Background: an optimization exercise with open tools, aiming at a short achievable clock period and few clock cycles. Do not read the settings as production practice. The RTL was checked by simulation tests, not by an equivalence proof against the original design.

==> flow/design.v <==
`timescale 1ns / 1ps
module Adder8(
    input   [7:0] a,b,
    input         ci,
    output  [7:0] s,
    output        co
    );
        wire    [7:0] C;
        wire    [7:0] G;
        wire    [7:0] P;
        assign  G = a & b;
        assign  P = a ^ b;
        genvar j1;
        genvar j2;
        generate
            for(j1 = 0; j1 < 8; j1 = j1 + 1) begin: BLOCK1
                wire [j1 : 0] mid;                 
                for(j2 = j1; j2 > 0; j2 = j2 - 1) begin: BLOCK2
                    assign mid[j2] = ( & P[j1 : j2] ) && G[j2-1];
                end
                assign mid[0] = ( & P[j1 : 0] ) && ci;
                assign C[j1] = ( | mid ) || G[j1];
            end
        endgenerate
        assign  s[0] = P[0] ^ ci;
        genvar  i;
        generate
            for(i = 0; i < 7; i = i + 1) begin: BLOCK3
                assign  s[i+1] = P[i+1] ^ C[i];
            end
        endgenerate
        assign  co   = C[7];
endmodule
`timescale 1ns / 1ps
module Adder32(
    input   [31:0] a,b,
    input         ci,
    output  [31:0] s,
    output        co
    );
    wire c_mid1;
    wire c_mid2;
    wire c_mid3;
    Adder8 add1(
        .a      (a[7:0]),
        .b      (b[7:0]),
        .ci     (ci),
        .s      (s[7:0]),
        .co     (c_mid1)
    );
    Adder8 add2(
        .a      (a[15:8]),
        .b      (b[15:8]),
        .ci     (c_mid1),
        .s      (s[15:8]),
        .co     (c_mid2)
    );
    Adder8 add3(
        .a      (a[23:16]),
        .b      (b[23:16]),
        .ci     (c_mid2),
        .s      (s[23:16]),
        .co     (c_mid3)
    );
    Adder8 add4(
        .a      (a[31:24]),
        .b      (b[31:24]),
        .ci     (c_mid3),
        .s      (s[31:24]),
        .co     (co)
    );
endmodule
`timescale 1ns / 1ps
module Suber(
    input   [31:0] a,b,
    output  [31:0] s
    );
    wire [31:0] s_mid;
    Adder32 add(
        .a      (a),
        .b      (~b),
        .ci     (1'b1),
        .s      (s),
        .co     ()
    );
endmodule
`timescale 1ns / 1ps
module Comparer(
    input [31:0]        a,
    input [31:0]        b,
    output [2:0]        ur,
    output [2:0]        sr
    );
    wire [31:0]         s;
    wire               co;
    reg         ug;
    reg         ul;
    reg         sg;
    reg         sl;
    Adder32  adder(
        .a             (a),
        .b             (~b),
        .ci            (1'b1),
        .s             (s),
        .co            (co)
    );
    always @(*) begin
        if(!s) begin
            {ug,ul,sg,sl}=4'b0000;
        end
        else begin
            if(co)
                {ug,ul}=2'b10;
            else
                {ug,ul}=2'b01;
            case({a[31],b[31]})
            2'b00:         {sg,sl}={ug,ul};
            2'b01:         {sg,sl}=2'b10;
            2'b10:         {sg,sl}=2'b01;
            2'b11:         {sg,sl}={ug,ul};
            endcase
        end
    end
    assign ur={ul,~(ul|ug),ug};
    assign sr={sl,~(sl|sg),sg};
endmodule
`timescale 1ns / 1ps
module Shifter(
    input [31:0]  a,
    input [4:0]  b,
    input         extn,
    output reg [31:0] lshift_s,
    output reg [31:0] rshift_s
    );
    reg [31:0] l_mid;
    reg [31:0] r_mid;
    always @(*) begin
        case (b[2:0])
            3'd0: begin
                l_mid=a;
                r_mid=a;
            end
            3'd1: begin
                l_mid={a[30:0],1'b0};
                r_mid={extn,a[31:1]};
            end
            3'd2: begin
                l_mid={a[29:0],{2{1'b0}}};
                r_mid={{2{extn}},a[31:2]};
            end
            3'd3: begin
                l_mid={a[28:0],{3{1'b0}}};
                r_mid={{3{extn}},a[31:3]};
            end
            3'd4: begin
                l_mid={a[27:0],{4{1'b0}}};
                r_mid={{4{extn}},a[31:4]};
            end
            3'd5: begin
                l_mid={a[26:0],{5{1'b0}}};
                r_mid={{5{extn}},a[31:5]};
            end
            3'd6: begin
                l_mid={a[25:0],{6{1'b0}}};
                r_mid={{6{extn}},a[31:6]};
            end
            3'd7: begin
                l_mid={a[24:0],{7{1'b0}}};
                r_mid={{7{extn}},a[31:7]};
            end
        endcase
        case (b[4:3])
            3'd0: begin
                lshift_s=l_mid;
                rshift_s=r_mid;
            end
            3'd1: begin
                lshift_s={l_mid[23:0],{8{1'b0}}};
                rshift_s={{8{extn}},r_mid[31:8]};
            end
            3'd2: begin
                lshift_s={l_mid[15:0],{16{1'b0}}};
                rshift_s={{16{extn}},r_mid[31:16]};
            end
            3'd3: begin
                lshift_s={l_mid[7:0],{24{1'b0}}};
                rshift_s={{24{extn}},r_mid[31:24]};
            end
        endcase
    end
endmodule
`timescale 1ns / 1ps
module ALU(
    input clk,
    input   [31:0]      a0      ,
    input   [31:0]      b0      ,
    input   [31:0]      imm     ,
    input   [31:0]      pc      ,
    input               ALUSrc1 ,    
    input   [1:0]       ALUSrc2 ,    
    input   [1:0]       afwd    ,
    input   [1:0]       bfwd    ,
    input   [31:0]      y       ,
    input   [31:0]      md      ,
    input   [2:0]       ALUOP   ,
    input               sp_sign ,
    input               uors    ,
    output reg [31:0]   result  ,
    output     [2:0]    zero    
    );
    reg [31:0] md_n;
    always @(posedge clk) begin
        md_n<=md;
    end
    parameter ADD      = 3'b000;
    parameter SUB      = 3'b000;
    parameter SLL      = 3'b001;
    parameter SLT      = 3'b010;
    parameter SLTU     = 3'b011;
    parameter XOR      = 3'b100;
    parameter SRL      = 3'b101;
    parameter OR       = 3'b110;
    parameter AND      = 3'b111;
    reg extn;
    reg [31:0] b;
    reg [31:0] a;
    reg [31:0] b00;
    reg [31:0] a00;
    wire [31:0] add_s;
    wire [31:0] sub_s;           
    wire [2:0]  sr;
    wire [2:0]  ur; 
    wire [31:0] lshift_s;
    wire [31:0] rshift_s;
    Adder32 add(
        .a      (a),
        .b      (b),
        .ci     (1'b0),
        .s      (add_s),
        .co     ()
    );
    Suber sub(
        .a      (a),
        .b      (b),
        .s      (sub_s)
    );
    Comparer comparer(
        .a      (a),
        .b      (b),
        .ur     (ur),
        .sr     (sr)
    );
    Shifter Shifter(
        .a      (a),
        .b      (b[4:0]),
        .extn   (extn),
        .lshift_s(lshift_s),
        .rshift_s(rshift_s)
    );
    assign zero=uors?ur:sr;
    always @(*) begin
        case (afwd)
            2'b00: a00=a0;
            2'b01: a00=y;
            2'b10: a00=md;
            2'b11: a00=md_n;
        endcase
        case (bfwd)
            2'b00: b00=b0;
            2'b01: b00=y;
            2'b10: b00=md;
            2'b11: b00=md_n;
        endcase
        case (ALUSrc1)
            1'b0: b=b00;
            1'b1: b=imm;
        endcase
        case (ALUSrc2)
            2'b0: a=a00;
            2'b1: a=pc;
            2'b10:a=32'b0; 
            default: a=a00;
        endcase
        extn=1'b0;
        case (ALUOP)
            ADD : begin
                if(sp_sign) result=sub_s;
                else result=add_s;
            end
            SLL :   result=lshift_s;
            SLT :   result=sr[2];
            SLTU:   result=ur[2];
            XOR :   result=a^b;
            SRL :   begin
                if(sp_sign) begin
                    extn=a[31];
                    result=rshift_s;
                end
                else begin
                    extn=1'b0;
                    result=rshift_s;
                end
            end
            OR  :   result=a|b;
            AND :   result=a&b;
            default: result=0;
        endcase
    end
endmodule
`timescale 1ns / 1ps
module EXTer(
    input  [31:0]       originword,
    input  [2:0]        mode,
    output reg [31:0]   extword
    );
    always @(*) begin
        case (mode)
            3'b000: extword=originword;
            3'b001: begin
                extword={{24{originword[7]}},originword[7:0]};
            end
            3'b010: extword={{24{1'b0}},originword[7:0]};
            3'b011: begin
                extword={{16{originword[15]}},originword[15:0]};
            end
            3'b100: extword={{16{1'b0}},originword[15:0]};
            default: extword=originword;
        endcase
    end
endmodule
`timescale 1ns / 1ps
module ImmGen(
    input [31:0]        inst,
    input [2:0]         mode,
    input clk,
    output reg [31:0]   imm 
    );
    wire a;
    assign a=inst[31];
    always @(*) begin
        case (mode)
            3'b0:   imm=32'b0;
            3'b1:   begin                                                                
                imm={{20{inst[31]}},inst[31:20]} ;     
            end 
            3'b10:  imm={{27{1'b0}},inst[24:20]};                                         
            3'b11:  imm={inst[31:12],{12{1'b0}}};                                         
            3'b100: begin                                                                
                imm={{11{inst[31]}},inst[31],inst[19:12],inst[20],inst[30:21],1'b0};
            end 
            3'b101: begin                                                                
                imm={{19{inst[31]}},inst[31],inst[7],inst[30:25],inst[11:8],1'b0};   
            end 
            3'b110: begin                      
                imm={{20{inst[31]}},inst[31:25],inst[11:7]};  
            end
            default:imm=32'b0;
        endcase
    end
endmodule
`timescale 1ns / 1ps
module RegisterFile(
        input                clk,             
        input [4:0]          ra0,ra1,         
        input [4:0]          wa,              
        input [31:0]         wd,              
        input                we,              
        output  [31:0]    rd0,rd1          
    );
    reg [31:0] rf [0:31];                     
    assign    rd0=(ra0==5'd0)?32'd0:rf[ra0];
    assign    rd1=(ra1==5'd0)?32'd0:rf[ra1];
    always @(posedge clk) begin
        if(we && wa!=5'd0) rf[wa] <= wd;      
    end 
endmodule
`timescale 1ns / 1ps
module ForwardingUnit(
    input clk,
    input   [4:0]       rs1         ,
    input   [4:0]       rs2         ,
    input   [4:0]       rd_m        ,
    input   [4:0]       rd_w        ,
    input               RegWrite_m  ,
    input               RegWrite_w  ,
    output reg [1:0]    afwd        ,
    output reg [1:0]    bfwd        ,
    input               eflush      
    );
    reg RegWrite_n;
    reg [4:0] rd_n;
    always @(posedge clk ) begin
        RegWrite_n<=RegWrite_w;
        rd_n<=rd_w;
    end
    always @(*) begin
            if(rs1==rd_m && rs1!=5'd0 && RegWrite_m) begin
            afwd=2'b1;
            end
            else begin
            if(rs1==rd_w && rs1!=5'd0 && RegWrite_w ) begin
                afwd=2'b10;
            end
            else begin
                if(rs1==rd_n && rs1!=5'd0 && RegWrite_n )begin
                    afwd=2'b11;
                end
                else afwd=2'b0;
            end
            end
            if(rs2==rd_m && rs2!=5'd0 && RegWrite_m) begin
            bfwd=2'b1;
            end
            else begin
            if(rs2==rd_w && rs2!=5'd0 && RegWrite_w ) begin
                bfwd=2'b10;
            end
            else begin
                if(rs2==rd_n && rs2!=5'd0 && RegWrite_n )begin
                    bfwd=2'b11;
                end
                else bfwd=2'b0;                
            end   
            end
    end
endmodule
`timescale 1ns / 1ps
module HarzardUnit(
    input [4:0] rs1     ,
    input [4:0] rs2     ,
    input [4:0] rd      ,
    input       MemRead ,
    output reg  eflush  ,
    output reg  dstall  ,
    output reg  fstall  
    );
    always @(*) begin
        if(MemRead && (rs1==rd || rs2==rd)) begin    
            eflush=1;
            dstall=1;
            fstall=1;
        end
        else begin
            eflush=0;
            dstall=0;
            fstall=0;
        end
    end
endmodule
`timescale 1ns / 1ps
module PC_Controller(
    input [31:0]        imm     ,
    input [31:0]        pc_e    ,
    input [2:0]         zero    ,
    input [2:0]         branch  ,
    input [31:0]        y       ,
    input               clk     ,
    input               rstn    ,
    output reg [31:0]   pc      ,
    output reg [31:0]   npc     ,
    output reg          flush   ,
    input               fstall  ,
    input               stop    
    );
    wire [31:0] tpc;
    wire [31:0] npc1;
    wire [31:0] npc2_0;
    wire  [31:0] npc2;
    always @(*) begin
        if(zero&branch) begin
            npc=npc2;    
            flush=1;         
        end    
        else begin
            if(fstall) begin
                npc=tpc;
            end
            else begin
                npc=npc1;
            end
            flush=0;
        end 
    end
    assign tpc=pc;
    Adder32 add1(
        .a      (tpc),
        .b      (32'b100),
        .ci     (1'b0),
        .s      (npc1),
        .co     ()
    );
    Adder32 add2(
        .a      (pc_e),
        .b      (imm[31:0]),
        .ci     (1'b0),
        .s      (npc2),
        .co     ()
    );
    always @(posedge clk) begin
        if(!rstn) begin
            pc<=0;
        end
        else if(stop) begin
            pc<=pc;
        end
        else begin
            pc<=npc;
        end
    end
endmodule
`timescale 1ns / 1ps
module Controller(
    input               eflush  ,
    input               flush   ,
    input               funct7  ,
    output reg          sp_sign ,
    input [2:0]         funct3  ,
    input [6:0]         opcode  ,
    input               clk     ,
    input               rstn    ,
    output reg [2:0]    branch    ,
    output reg          MemRead   ,
    output reg          MemWrite_m  ,
    output reg          MemtoReg_m  ,
    output reg [2:0]    ALUOP     ,
    output reg          ALUSrc1   ,        
    output reg [1:0]    ALUSrc2   ,        
    output reg          uors      , 
    output reg          RegWrite_w  ,
    output reg          RegWrite_m  ,
    output reg [2:0]    extmode1_m  ,
    output reg [2:0]    extmode2  ,
    output reg [2:0]    extmode2_m  ,
    output reg [2:0]    mode        ,
    output reg          stop        
    );
    parameter ADDI_fml = 7'b0010011;
    parameter ADD_fml  = 7'b0110011;
    parameter LUI      = 7'b0110111;
    parameter AUIPC    = 7'b0010111;
    parameter BEQ_fml  = 7'b1100011;
    parameter LB_fml   = 7'b0000011;
    parameter SB_fml   = 7'b0100011;
    parameter ECALL = 7'b1110011;
    parameter ADDI     = 3'b000;
    parameter SLLI     = 3'b001;
    parameter SLTI     = 3'b010;
    parameter SLTIU    = 3'b011;
    parameter XORI     = 3'b100;
    parameter SRLI     = 3'b101;
    parameter SRAI     = 3'b101;
    parameter ORI      = 3'b110;
    parameter ANDI     = 3'b111;
    parameter ADD      = 3'b000;
    parameter SUB      = 3'b000;
    parameter SLL      = 3'b001;
    parameter SLT      = 3'b010;
    parameter SLTU     = 3'b011;
    parameter XOR      = 3'b100;
    parameter SRL      = 3'b101;
    parameter SRA      = 3'b101;
    parameter OR       = 3'b110;
    parameter AND      = 3'b111;
    parameter BEQ      = 3'b000;
    parameter BNE      = 3'b001;
    parameter BLT      = 3'b100;
    parameter BGE      = 3'b101;
    parameter BLTU     = 3'b110;
    parameter BGEU     = 3'b111;
    parameter LB       = 3'b000;
    parameter LH       = 3'b001;
    parameter LW       = 3'b010;
    parameter LBU      = 3'b100;
    parameter LHU      = 3'b101;
    parameter SB       = 3'b000;
    parameter SH       = 3'b001;
    parameter SW       = 3'b010;
    reg             MemWrite    ;
    reg             MemtoReg    ;
    reg             RegWrite    ;
    reg [2:0]       extmode1    ;
    reg             stop_n;    
    reg stop_state;
    reg nstop_state; 
    always @(posedge clk) begin
        if(!rstn) begin
            stop_state<=0;
        end
        else begin
            stop_state<=nstop_state;
        end
        case (stop_state)
            1'b0: stop<=0;
            1'b1: stop<=1;
        endcase
    end
    always @(*) begin
        case (stop_state)
            1'b0: begin
                if(stop_n) nstop_state=1;
                else nstop_state=0;
            end
            1'b1: nstop_state=1;
        endcase
    end
    always @(*) begin
        case (opcode)
            ADDI_fml:begin
               case (funct3)
                   ADDI : mode=3'b1;
                   SLLI : mode=3'b10;
                   SLTI : mode=3'b1;
                   SLTIU: mode=3'b1;
                   XORI : mode=3'b1;
                   SRLI : mode=3'b10;
                   ORI  : mode=3'b1;
                   ANDI : mode=3'b1;
                   default: mode=3'b0;
               endcase
            end
            ADD_fml :mode=3'b0;
            LUI     :mode=3'b11;
            AUIPC   :mode=3'b11;
            BEQ_fml :mode=3'b101;
            LB_fml  :mode=3'b1;
            SB_fml  :mode=3'b110;
            default :mode=3'b0;
        endcase
    end
    always @(posedge clk) begin
        if(!rstn) begin
            branch  <=0;
            MemRead <=0;
            MemWrite<=0;
            MemtoReg<=0;
            ALUOP   <=0;
            ALUSrc1 <=0;
            ALUSrc2 <=0;
            uors    <=0;
            RegWrite<=0;
            extmode1<=0;
            extmode2<=0;
            stop_n    <=0;
        end
        else if(eflush||flush) begin
            branch  <=0;
            MemRead <=0;
            MemWrite<=0;
            MemtoReg<=0;
            ALUOP   <=0;
            ALUSrc1 <=0;
            ALUSrc2 <=0;
            uors    <=0;
            RegWrite<=0;
            extmode1<=0;
            extmode2<=0;
            stop_n    <=0;
        end
        else begin
            case (opcode)
                ADDI_fml: begin
                    branch  <=0;
                    MemRead <=0;
                    MemWrite<=0;
                    MemtoReg<=0;
                    ALUOP   <=funct3;
                    ALUSrc1 <=1'b1;
                    ALUSrc2 <=2'b0;
                    uors    <=0;
                    RegWrite<=1;
                    extmode1<=0;
                    extmode2<=0;
                    stop_n    <=0;
                end 
                ADD_fml: begin
                    branch  <=0;
                    MemRead <=0;
                    MemWrite<=0;
                    MemtoReg<=0;
                    ALUOP   <=funct3;
                    ALUSrc1 <=1'b0;
                    ALUSrc2 <=2'b0;
                    uors    <=0;
                    RegWrite<=1;
                    extmode1<=0;
                    extmode2<=0;
                    stop_n    <=0;
                end
                LUI: begin
                    branch  <=0;
                    MemRead <=0;
                    MemWrite<=0;
                    MemtoReg<=0;
                    ALUOP   <=3'b0;
                    ALUSrc1 <=1'b1;
                    ALUSrc2 <=2'b10;
                    uors    <=0;
                    RegWrite<=1;
                    extmode1<=0;
                    extmode2<=0;
                    stop_n    <=0;
                end
                AUIPC: begin
                    branch  <=0;
                    MemRead <=0;
                    MemWrite<=0;
                    MemtoReg<=0;
                    ALUOP   <=3'b0;
                    ALUSrc1 <=1'b1;
                    ALUSrc2 <=2'b1;
                    uors    <=0;
                    RegWrite<=1;
                    extmode1<=0;
                    extmode2<=0;
                    stop_n    <=0;
                end
                BEQ_fml: begin
                    MemRead <=0;
                    MemWrite<=0;
                    MemtoReg<=0;
                    case (funct3)
                        BEQ :    begin
                            ALUOP<=3'b010;
                            branch<=3'b010;
                            uors<=0;
                        end 
                        BNE :    begin
                            ALUOP<=3'b010;
                            branch<=3'b101;
                            uors<=0;
                        end 
                        BLT :    begin
                            ALUOP<=3'b010;
                            branch<=3'b100;
                            uors<=0;
                        end 
                        BGE :    begin
                            ALUOP<=3'b010;
                            branch<=3'b011;
                            uors<=0;
                        end 
                        BLTU:    begin
                            ALUOP<=3'b011;
                            branch<=3'b100;
                            uors<=1;
                        end 
                        BGEU:    begin
                            ALUOP<=3'b011;
                            branch<=3'b011;
                            uors<=1;
                        end 
                        default: begin
                            ALUOP<=3'b000;
                            branch<=3'b000;
                            uors<=0;
                        end 
                    endcase
                    ALUSrc1 <=1'b0;
                    ALUSrc2 <=2'b0;
                    RegWrite<=0;
                    extmode1<=0;
                    extmode2<=0;
                    stop_n    <=0;
                end
                LB_fml: begin
                    branch  <=0;
                    MemRead <=1;
                    MemWrite<=0;
                    MemtoReg<=1;
                    ALUOP   <=3'b000;
                    ALUSrc1 <=1'b1;
                    ALUSrc2 <=2'b0;
                    uors    <=0;
                    RegWrite<=1;
                    extmode2<=0;
                    case (funct3)
                        LB :        extmode1<=3'b001;
                        LH :        extmode1<=3'b011;
                        LW :        extmode1<=3'b0;
                        LBU:        extmode1<=3'b010;
                        LHU:        extmode1<=3'b100;
                        default:    extmode1<=3'b0;
                    endcase
                    stop_n    <=0;
                end
                SB_fml: begin
                    branch  <=0;
                    MemRead <=0;
                    MemWrite<=1;
                    MemtoReg<=0;
                    ALUOP   <=3'b000;
                    ALUSrc1 <=1'b1;
                    ALUSrc2 <=2'b0;
                    uors    <=0;
                    RegWrite<=0;
                    extmode1<=0;
                    case (funct3)
                        SB: extmode2<=3'b010;
                        SH: extmode2<=3'b100;
                        default: extmode2<=3'b000;
                    endcase
                    stop_n    <=0;
                end
                ECALL: begin
                    branch  <=0;
                    MemRead <=0;
                    MemWrite<=0;
                    MemtoReg<=0;
                    ALUOP   <=0;
                    ALUSrc1 <=0;
                    ALUSrc2 <=0;
                    uors    <=0;
                    RegWrite<=0;
                    extmode1<=0;
                    extmode2<=0;
                    stop_n    <=1;
                end
                default: begin           
                    branch  <=0;
                    MemRead <=0;
                    MemWrite<=0;
                    MemtoReg<=0;
                    ALUOP   <=0;
                    ALUSrc1 <=0;
                    ALUSrc2 <=0;
                    uors    <=0;
                    RegWrite<=0;
                    extmode1<=0;
                    extmode2<=0;
                    stop_n    <=0;
                end
            endcase
        end
    end
    always @(posedge clk) begin
        if(!rstn) begin
            MemWrite_m  <= 0   ;
            MemtoReg_m  <= 0   ;
            RegWrite_m  <= 0   ;
            RegWrite_w  <= 0   ;
            extmode1_m  <= 0   ;
            extmode2_m  <= 0   ;
            sp_sign     <= 0   ;    
        end
        else if(flush) begin     
            MemWrite_m  <= 0   ;
            MemtoReg_m  <= 0   ;
            RegWrite_m  <= 0   ;
            RegWrite_w  <= RegWrite_m   ;
            extmode1_m  <= 0   ;
            extmode2_m  <= 0   ;
            sp_sign     <= 0   ;    
        end
        else begin
            MemWrite_m  <= MemWrite   ;
            MemtoReg_m  <= MemtoReg   ;
            RegWrite_m  <= RegWrite   ;
            RegWrite_w  <= RegWrite_m   ;
            extmode1_m  <= extmode1   ;
            extmode2_m  <= extmode2   ;
            sp_sign     <= funct7 && (opcode==ADD_fml || (opcode==ADDI_fml && funct3==SRLI));            
        end
    end
endmodule
`timescale 1ns / 1ps
module CPU(
    input               clk         ,
    input               rstn        ,
    input               rf_dcp_rd   ,
    input [4:0]         rf_addr     ,
    output reg [31:0]   rf_out      ,
    output [7:0]        imem_addr   ,
    input [31:0]        imem_rdata  ,
    output [7:0]        dmem_addr   ,
    output [31:0]       dmem_wdata  ,
    output              dmem_we     ,
    input [31:0]        dmem_rdata  ,
    output              stop
    );
    reg [31:0]   md          ;
    reg [31:0]   y           ;
    wire [31:0]  pc          ;
    wire [31:0]  npc         ;
    reg [31:0]   imm         ;
    reg [31:0]   ir          ;
    reg [31:0]   a           ;
    reg [31:0]   b           ;
    wire [2:0]   branch      ;
    wire         MemRead     ;
    wire         MemWrite    ;
    wire         MemtoReg    ;
    wire [2:0]   ALUOP       ;
    wire         ALUSrc1     ;
    wire [1:0]   ALUSrc2     ;
    wire         RegWrite    ;
    wire [2:0]   zero        ;
    wire [2:0]   mode        ;
    wire         uors        ;
    wire [2:0]   extmode1    ;
    wire [2:0]   extmode2    ;
    wire [2:0]   extmode2_m  ;
    wire         sp_sign     ;
    wire [31:0]  md_ext      ;
    wire  eflush;
    wire  dstall;
    wire  fstall;
    wire  flush;
    wire [31:0]         a0;
    wire [31:0]         b0;
    wire [31:0]         imm_0;
    reg [31:0]          b_m;
    reg [31:0]           b_m_0;
    reg [31:0] md_n;
    reg [4:0]          rs1;
    reg [4:0]          rs2;
    reg [4:0]          rd;
    reg [4:0]          rd_m;
    reg [4:0]          rd_w;
    reg [31:0]          pc_d;
    reg [31:0]          pc_e;
    wire [4:0]  ra      ;
    wire [4:0]  wa      ;
    wire        rf_we   ;
    wire [31:0] rf_wd   ;
    wire [31:0] wdto_rf ;
    wire [7:0]  dm_a    ;
    wire [31:0] dm_d    ;
    wire        dm_we   ;
    wire [31:0] md_wd   ;
    wire [31:0] inst;
    wire [31:0] result;
    wire [31:0] md_read;
    wire  RegWrite_m;
    wire [1:0] afwd;
    wire [1:0] bfwd;
    always @(posedge clk) begin
        if(!rstn) begin
            ir<=0;
            y<=0;
            md<=0;
            imm<=0;
            b_m<=0;
            rs1<=0;
            rs2<=0;
            rd <=0;
            rd_m<=0;
            rd_w<=0;
            pc_d<=0;
            pc_e<=0;
            md_n<=0;
        end
        else if(flush) begin     
            ir<=0;
            y<=0;
            if(MemtoReg) md<=md_ext;
            else md<=y;
            md_n<=md;
            imm<=0;
            b_m<=0;  
            rs1<=0;
            rs2<=0;
            rd <=0;
            rd_m<=0;
            rd_w<=rd_m;
            pc_d<=0;
            pc_e<=0;   
        end
        else if(eflush) begin    
            ir<=ir;
            y<=result;
            if(MemtoReg) md<=md_ext;
            else md<=y;
            md_n<=md;
            imm<=0;
            b_m<=b_m_0;
            rs1<=0;
            rs2<=0;
            rd <=0;
            rd_m<=rd;
            rd_w<=rd_m;
            pc_d<=pc_d;
            pc_e<=0;    
        end
        else begin
            ir<=inst;
            y<=result;
            if(MemtoReg) md<=md_ext;
            else md<=y;
            md_n<=md;
            imm<=imm_0;
            rs1<=ir[19:15];
            rs2<=ir[24:20];
            rd<=ir[11:7];
            b_m<=b_m_0;
            rd_m<=rd;
            rd_w<=rd_m;
            pc_d<=pc;
            pc_e<=pc_d;     
        end
    end
    always @(*) begin
        case (bfwd)
            2'b00: b_m_0=b;
            2'b01: b_m_0=y;
            2'b10: b_m_0=md;
            2'b11: b_m_0=md_n;
        endcase        
    end
PC_Controller pc_controller(
    .imm     (imm    ),
    .pc_e    (pc_e   ),
    .y       (y      ),
    .zero    (zero   ),
    .branch  (branch ),
    .clk     (clk    ),
    .rstn    (rstn   ),
    .pc      (pc     ),
    .npc     (npc    ),
    .fstall  (fstall ),
    .flush   (flush  ),
    .stop    (stop   )
);
ALU alu(
    .a0     (a      ),
    .b0     (b      ),
    .imm    (imm    ),
    .pc     (pc_e   ),
    .ALUSrc1(ALUSrc1),
    .ALUSrc2(ALUSrc2),
    .afwd   (afwd    ), 
    .bfwd   (bfwd    ), 
    .y      (y       ), 
    .md     (md      ), 
    .uors   (uors   ),
    .sp_sign(sp_sign),
    .ALUOP  (ALUOP  ),
    .result (result ),
    .zero   (zero   ),
    .clk    (clk)
);
Controller controller(
    .eflush     (eflush   ),
    .flush      (flush    ),
    .funct7     (ir[30]   ),
    .sp_sign    (sp_sign  ),
    .funct3     (ir[14:12]),
    .opcode     (ir[6:0]  ),
    .clk        (clk      ),
    .rstn       (rstn     ),
    .branch   (branch   ),
    .MemRead    (MemRead  ),
    .MemWrite_m (MemWrite ),
    .MemtoReg_m (MemtoReg ),
    .ALUOP    (ALUOP    ),
    .ALUSrc1  (ALUSrc1  ),
    .ALUSrc2  (ALUSrc2  ),
    .uors     (uors     ),
    .RegWrite_w (RegWrite ),
    .RegWrite_m (RegWrite_m),
    .extmode1_m (extmode1 ),
    .extmode2 (extmode2 ),
    .extmode2_m (extmode2_m),
    .mode       (mode     ),
    .stop       (stop)
);
ImmGen immgen(
    .clk        (clk),
    .inst       (ir),
    .mode       (mode),
    .imm        (imm_0 )
);
    assign inst=imem_rdata;
    assign md_read=dmem_rdata;
    assign imem_addr=pc[9:2];
    assign dmem_addr=dm_a;
    assign dmem_wdata=dm_d;
    assign dmem_we=dm_we;
    assign dm_d=md_wd;
    assign dm_a=y[9:2];
    assign dm_we=MemWrite;
RegisterFile rf(
    .clk           (clk),
    .ra0           (ra),
    .ra1           (ir[24:20]),
    .rd0           (a0),
    .rd1           (b0),
    .wa            (wa),
    .wd            (wdto_rf),
    .we            (rf_we)
);
    always @(posedge clk) begin
        if(!rstn) begin
            a<=0;
            b<=0;
        end
        else if(eflush || flush) begin
            a<=0;
            b<=0;
        end
        else begin
            a<=a0;
            b<=b0;
        end
    end
    assign ra=rf_dcp_rd?rf_addr:ir[19:15];
    always @(posedge clk) rf_out<=a0;
    assign wa=rd_w;
    assign wdto_rf=rf_wd;
    assign rf_we=RegWrite;
EXTer exter1(
    .originword (md_read),
    .mode       (extmode1),
    .extword    (md_ext)
);
    assign rf_wd=md;
EXTer exter2(
    .originword (b_m),
    .mode       (extmode2_m),
    .extword    (md_wd)
);
ForwardingUnit forwardunit(
    .rs1         (rs1         ),
    .rs2         (rs2         ),
    .rd_m        (rd_m        ),
    .rd_w        (rd_w        ),
    .RegWrite_m  (RegWrite_m  ),
    .RegWrite_w  (RegWrite    ),
    .afwd        (afwd        ),
    .bfwd        (bfwd        ),
    .eflush      (eflush      ),
    .clk    (clk)
);
HarzardUnit harzardunit(
    .rs1     (ir[19:15]),
    .rs2     (ir[24:20]),
    .rd      (rd      ),
    .MemRead (MemRead ),
    .eflush  (eflush  ),
    .dstall  (dstall  ),
    .fstall  (fstall  )
);
endmodule
==> flow/run.sh <==
#!/bin/bash
# synth_recipe.tcl (not shown) runs the flow's synth.tcl, then flattens the netlist and writes it again
# the make line also repeats each setting of config.mk as NAME=value (left out here)
make -C /OpenROAD-flow-scripts/flow DESIGN_CONFIG=/design/flow/config.mk WORK_HOME=/design/flow/orfs CLKGATE_MAP_FILE= SYNTH_SCRIPT=/design/flow/synth_recipe.tcl finish
==> flow/config.mk <==
export PLATFORM = sky130hd
export DESIGN_NAME = CPU
export DESIGN_NICKNAME = CPU
export VERILOG_FILES = /design/flow/design.v
export SDC_FILE = /design/flow/constraint.sdc
export NUM_CORES = 4
export LEC_CHECK = 0
export CAP_MARGIN = 20
export CORE_MARGIN = 2
export CORE_UTILIZATION = 40
export SLEW_MARGIN = 20
==> flow/constraint.sdc <==
create_clock -name core_clock -period 10.5 [get_ports {clk}]
set_input_delay 2.1000 -clock core_clock [delete_from_list [all_inputs] [get_ports {clk}]]
set_output_delay 2.1000 -clock core_clock [all_outputs]
set_load 0.01 [all_outputs]
==> images/density.png <==
Scale bar: 100 um. The die is cut into 22 by 22 equal tiles; dark purple is low, yellow is high, 0 to 100% covered.
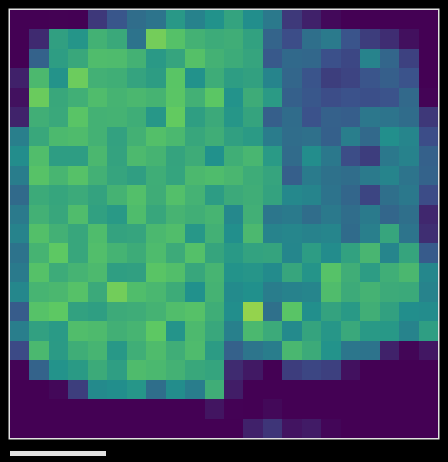
tiles over 75% full = 1.2%
mean over tiles = 43%
fullest tile = 83%
nearly empty tiles = 15%

==> images/zoom.png <==
Region (210, 121) to (235, 146) um. Cells in gray, sequential cells in the stronger gray; small squares are vias.
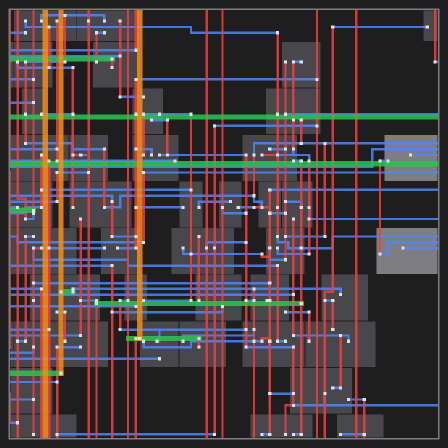
orange -> met4
blue -> met1
red -> met2
green -> met3
most frequent = buf_4 (9), nor3_2 (7)
sequential cells in the window = 0
cells with their middle in the window = 38

==> images/pins.png <==
Pins as bars across the die edge, other pins in gray.
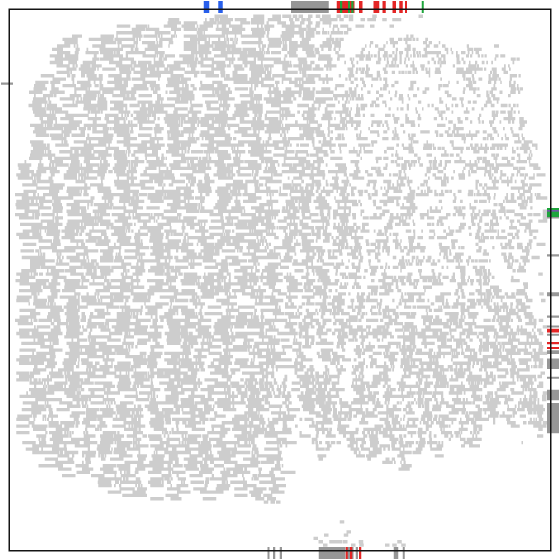
green -> dmem_addr  # pins 8, direction output, edge 4 top, 4 right
purple -> rstn  # pins 1, direction input, edge right
red -> dmem_rdata  # pins 32, direction input, edge 25 top, 4 right, 3 bottom
blue -> rf_addr  # pins 5, direction input, edge top
all pins by edge = 67 top, 49 right, 37 bottom, 1 left

==> impl_metrics.toml <==
[logic_synthesis]
synth-compound-area-share_pct = 12.59
yosysSeqAreaShare_pct = 52.02
synth.top_cell.area_share_pct = 39.63
muxShareOfSynthArea_pct = 10.34
synth_cell_types = 104
async_flop_share_pct = 0
synthesis.area_mm2 = 0.07759
synthFlopType = "edfxtp_1"
syn_inst = 7326

[cts]
cts_made_buffers = 157
post_cts_resized = 0
cts_buffer_depth = 3
cts_setup_buffers = 0
clk_pin_slew_ps = 70
clock_latency_ps = 820
cts_hold_buffers = 0
htreeDepth = 4
clockRootBuffer = "clkbuf_16"

[power_and_ir_drop]
power.internal_uw = 13320
top_power_group = "combinational logic"
p_leak_uw = 0.03055
p_seq_uw = 7560
powerComb_uw = 9820
total_power_uw = 23000
clk-power_uw = 5620
comb_power_share_pct = 42.7
swShare_pct = 42.09

[sta]
rsz0062_at_grt = "false"
skew_ps = 57.60
period_needed_ps = 9613
fin_crit_sh_pct = 91.55
hold_violations = 0
holdWs_ps = 353.0
slew_headroom_pct = 11.69

[floorplanning]
nWellTaps = 2526
rows = 161
die_h_um = 444.4
start_util_pct = 40.29
ioPinCount = 154
coreArea_mm2 = 0.1926

[place]
dpl-instance-area_mm2 = 0.08233
pre_cts_slack_ps = 1097
post-dp-hpwl_um = 212400

[final_layout]
multi_input_cells = 5088
nClkBuffers = 213
largest_class = "sequential cells"
layout-drive-gt1-share_pct = 12.48
layout_common_cells = "1477 x nand2_1, 1024 x edfxtp_1, 497 x nand3_1"
signal_buffers = 395
buffer_area_share_pct = 4.067
fin_util_pct = 45.44
multi_input_area_share_pct = 39.68
diodes = 9
final_cell_count_no_fill = 9953
seq_cells = 1504
multi_input_area_mm2 = 0.03472
area_delta_synth_final_pct = 12.78
n_fill_cell = 17720
largest_reg_flops = 1024
design_area_mm2 = 0.08751

[worst_setup_path]
cp.depth = 28
cp_num_buf_inv = 3
worst_setup_path_end_kind = "flip-flop"
crit_type = "flip-flop to flip-flop"
worstPathMaxFanout = 54
ff2ff_setup_slack_ps = 890
r2r-end = "rd[0]$_SDFF_PP0_"
r2r_start = "rs2[1]$_SDFF_PP0_"

[min_path]
hp-class = "flip-flop to flip-flop"
min_to = "controller.stop$_DFF_P_"

[global_route]
antenna_found_initial = 21
grt_pass1_wl_um = 457300
met3_usage_pct = 7.293
grtUsageMet2_pct = 50.57
gr-max-usage-layer = "met2"
met1_usage_pct = 40.09
grt_pass1_vias = 60910

[run_status]
status = "no timing/DRC/antenna violations"

[job]
drv_cap = 0

[drt]
first_pass_iters = 6
wl_per_cell_um = 32.99
Testbench counts, summed over its fixed seeds: cycles 38,277.
==> images/met1.png <==
Supply wires on this layer in gray. Cells faint in the background.
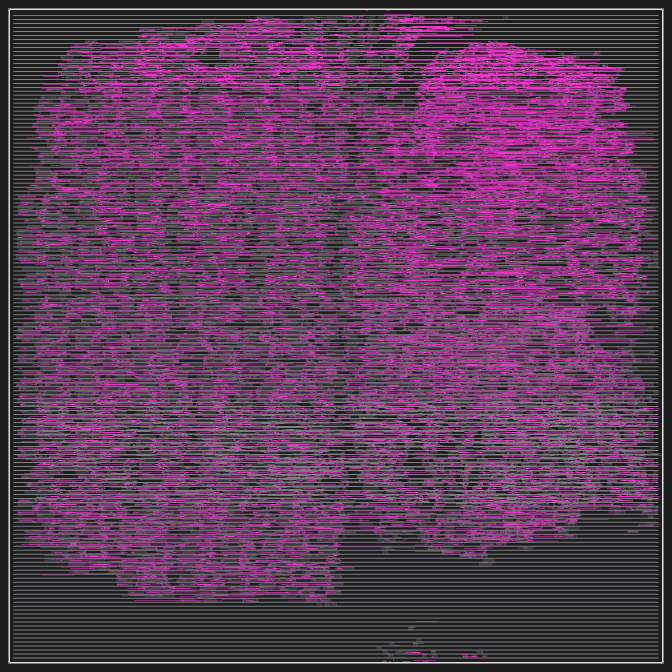
main direction = horizontal
share of all routed wire = 36%
wire length on this layer = 120 mm
longest straight run = 90.6 um
nets with wire on the layer = 7066

==> images/final_routing.png <==
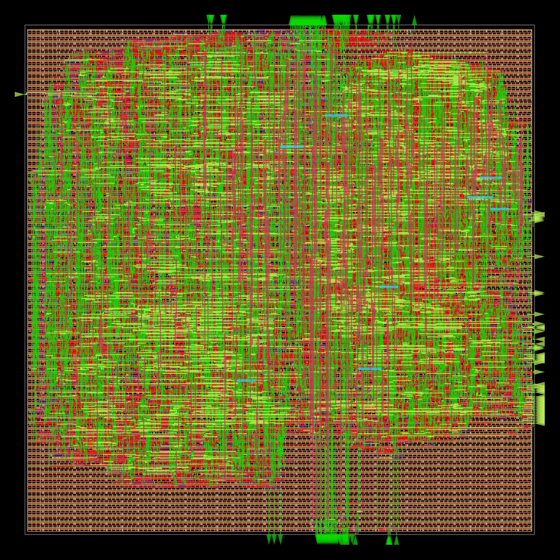
DRT Wirelength: 328400 um
top sig layer: met5
routed vias: 64380
Metal-1 WL: 119700 um
met2 WL post-DR: 149300 um

## separate check: timing with driven ports
The results above use ideal ports. As a check the final layout listed here was re-extracted and re-timed, cells and wires unchanged.
Step 1: set_driving_cell puts a clkbuf_16 on clk and a buf_2 on each other input, an assumption about the parent block.
Step 2 moves the port delays by t, midway between the first and last clock arrival at a register: inputs arrive t later, outputs are due t later. That takes back most of the time a late clock gives input paths.
a / b / c = no drivers / after step 1 / after step 2; a / b = the first two.
shift t [ns]: 0.885
setup slack, ns: 0.887 / 0.887 / 0.887
clock arrival spread, ns: 0.060 / 0.060
After both steps this run still meets setup and hold. The setup slack of this run moves by 0.000 ns with the drivers and by 0.000 ns with both steps.
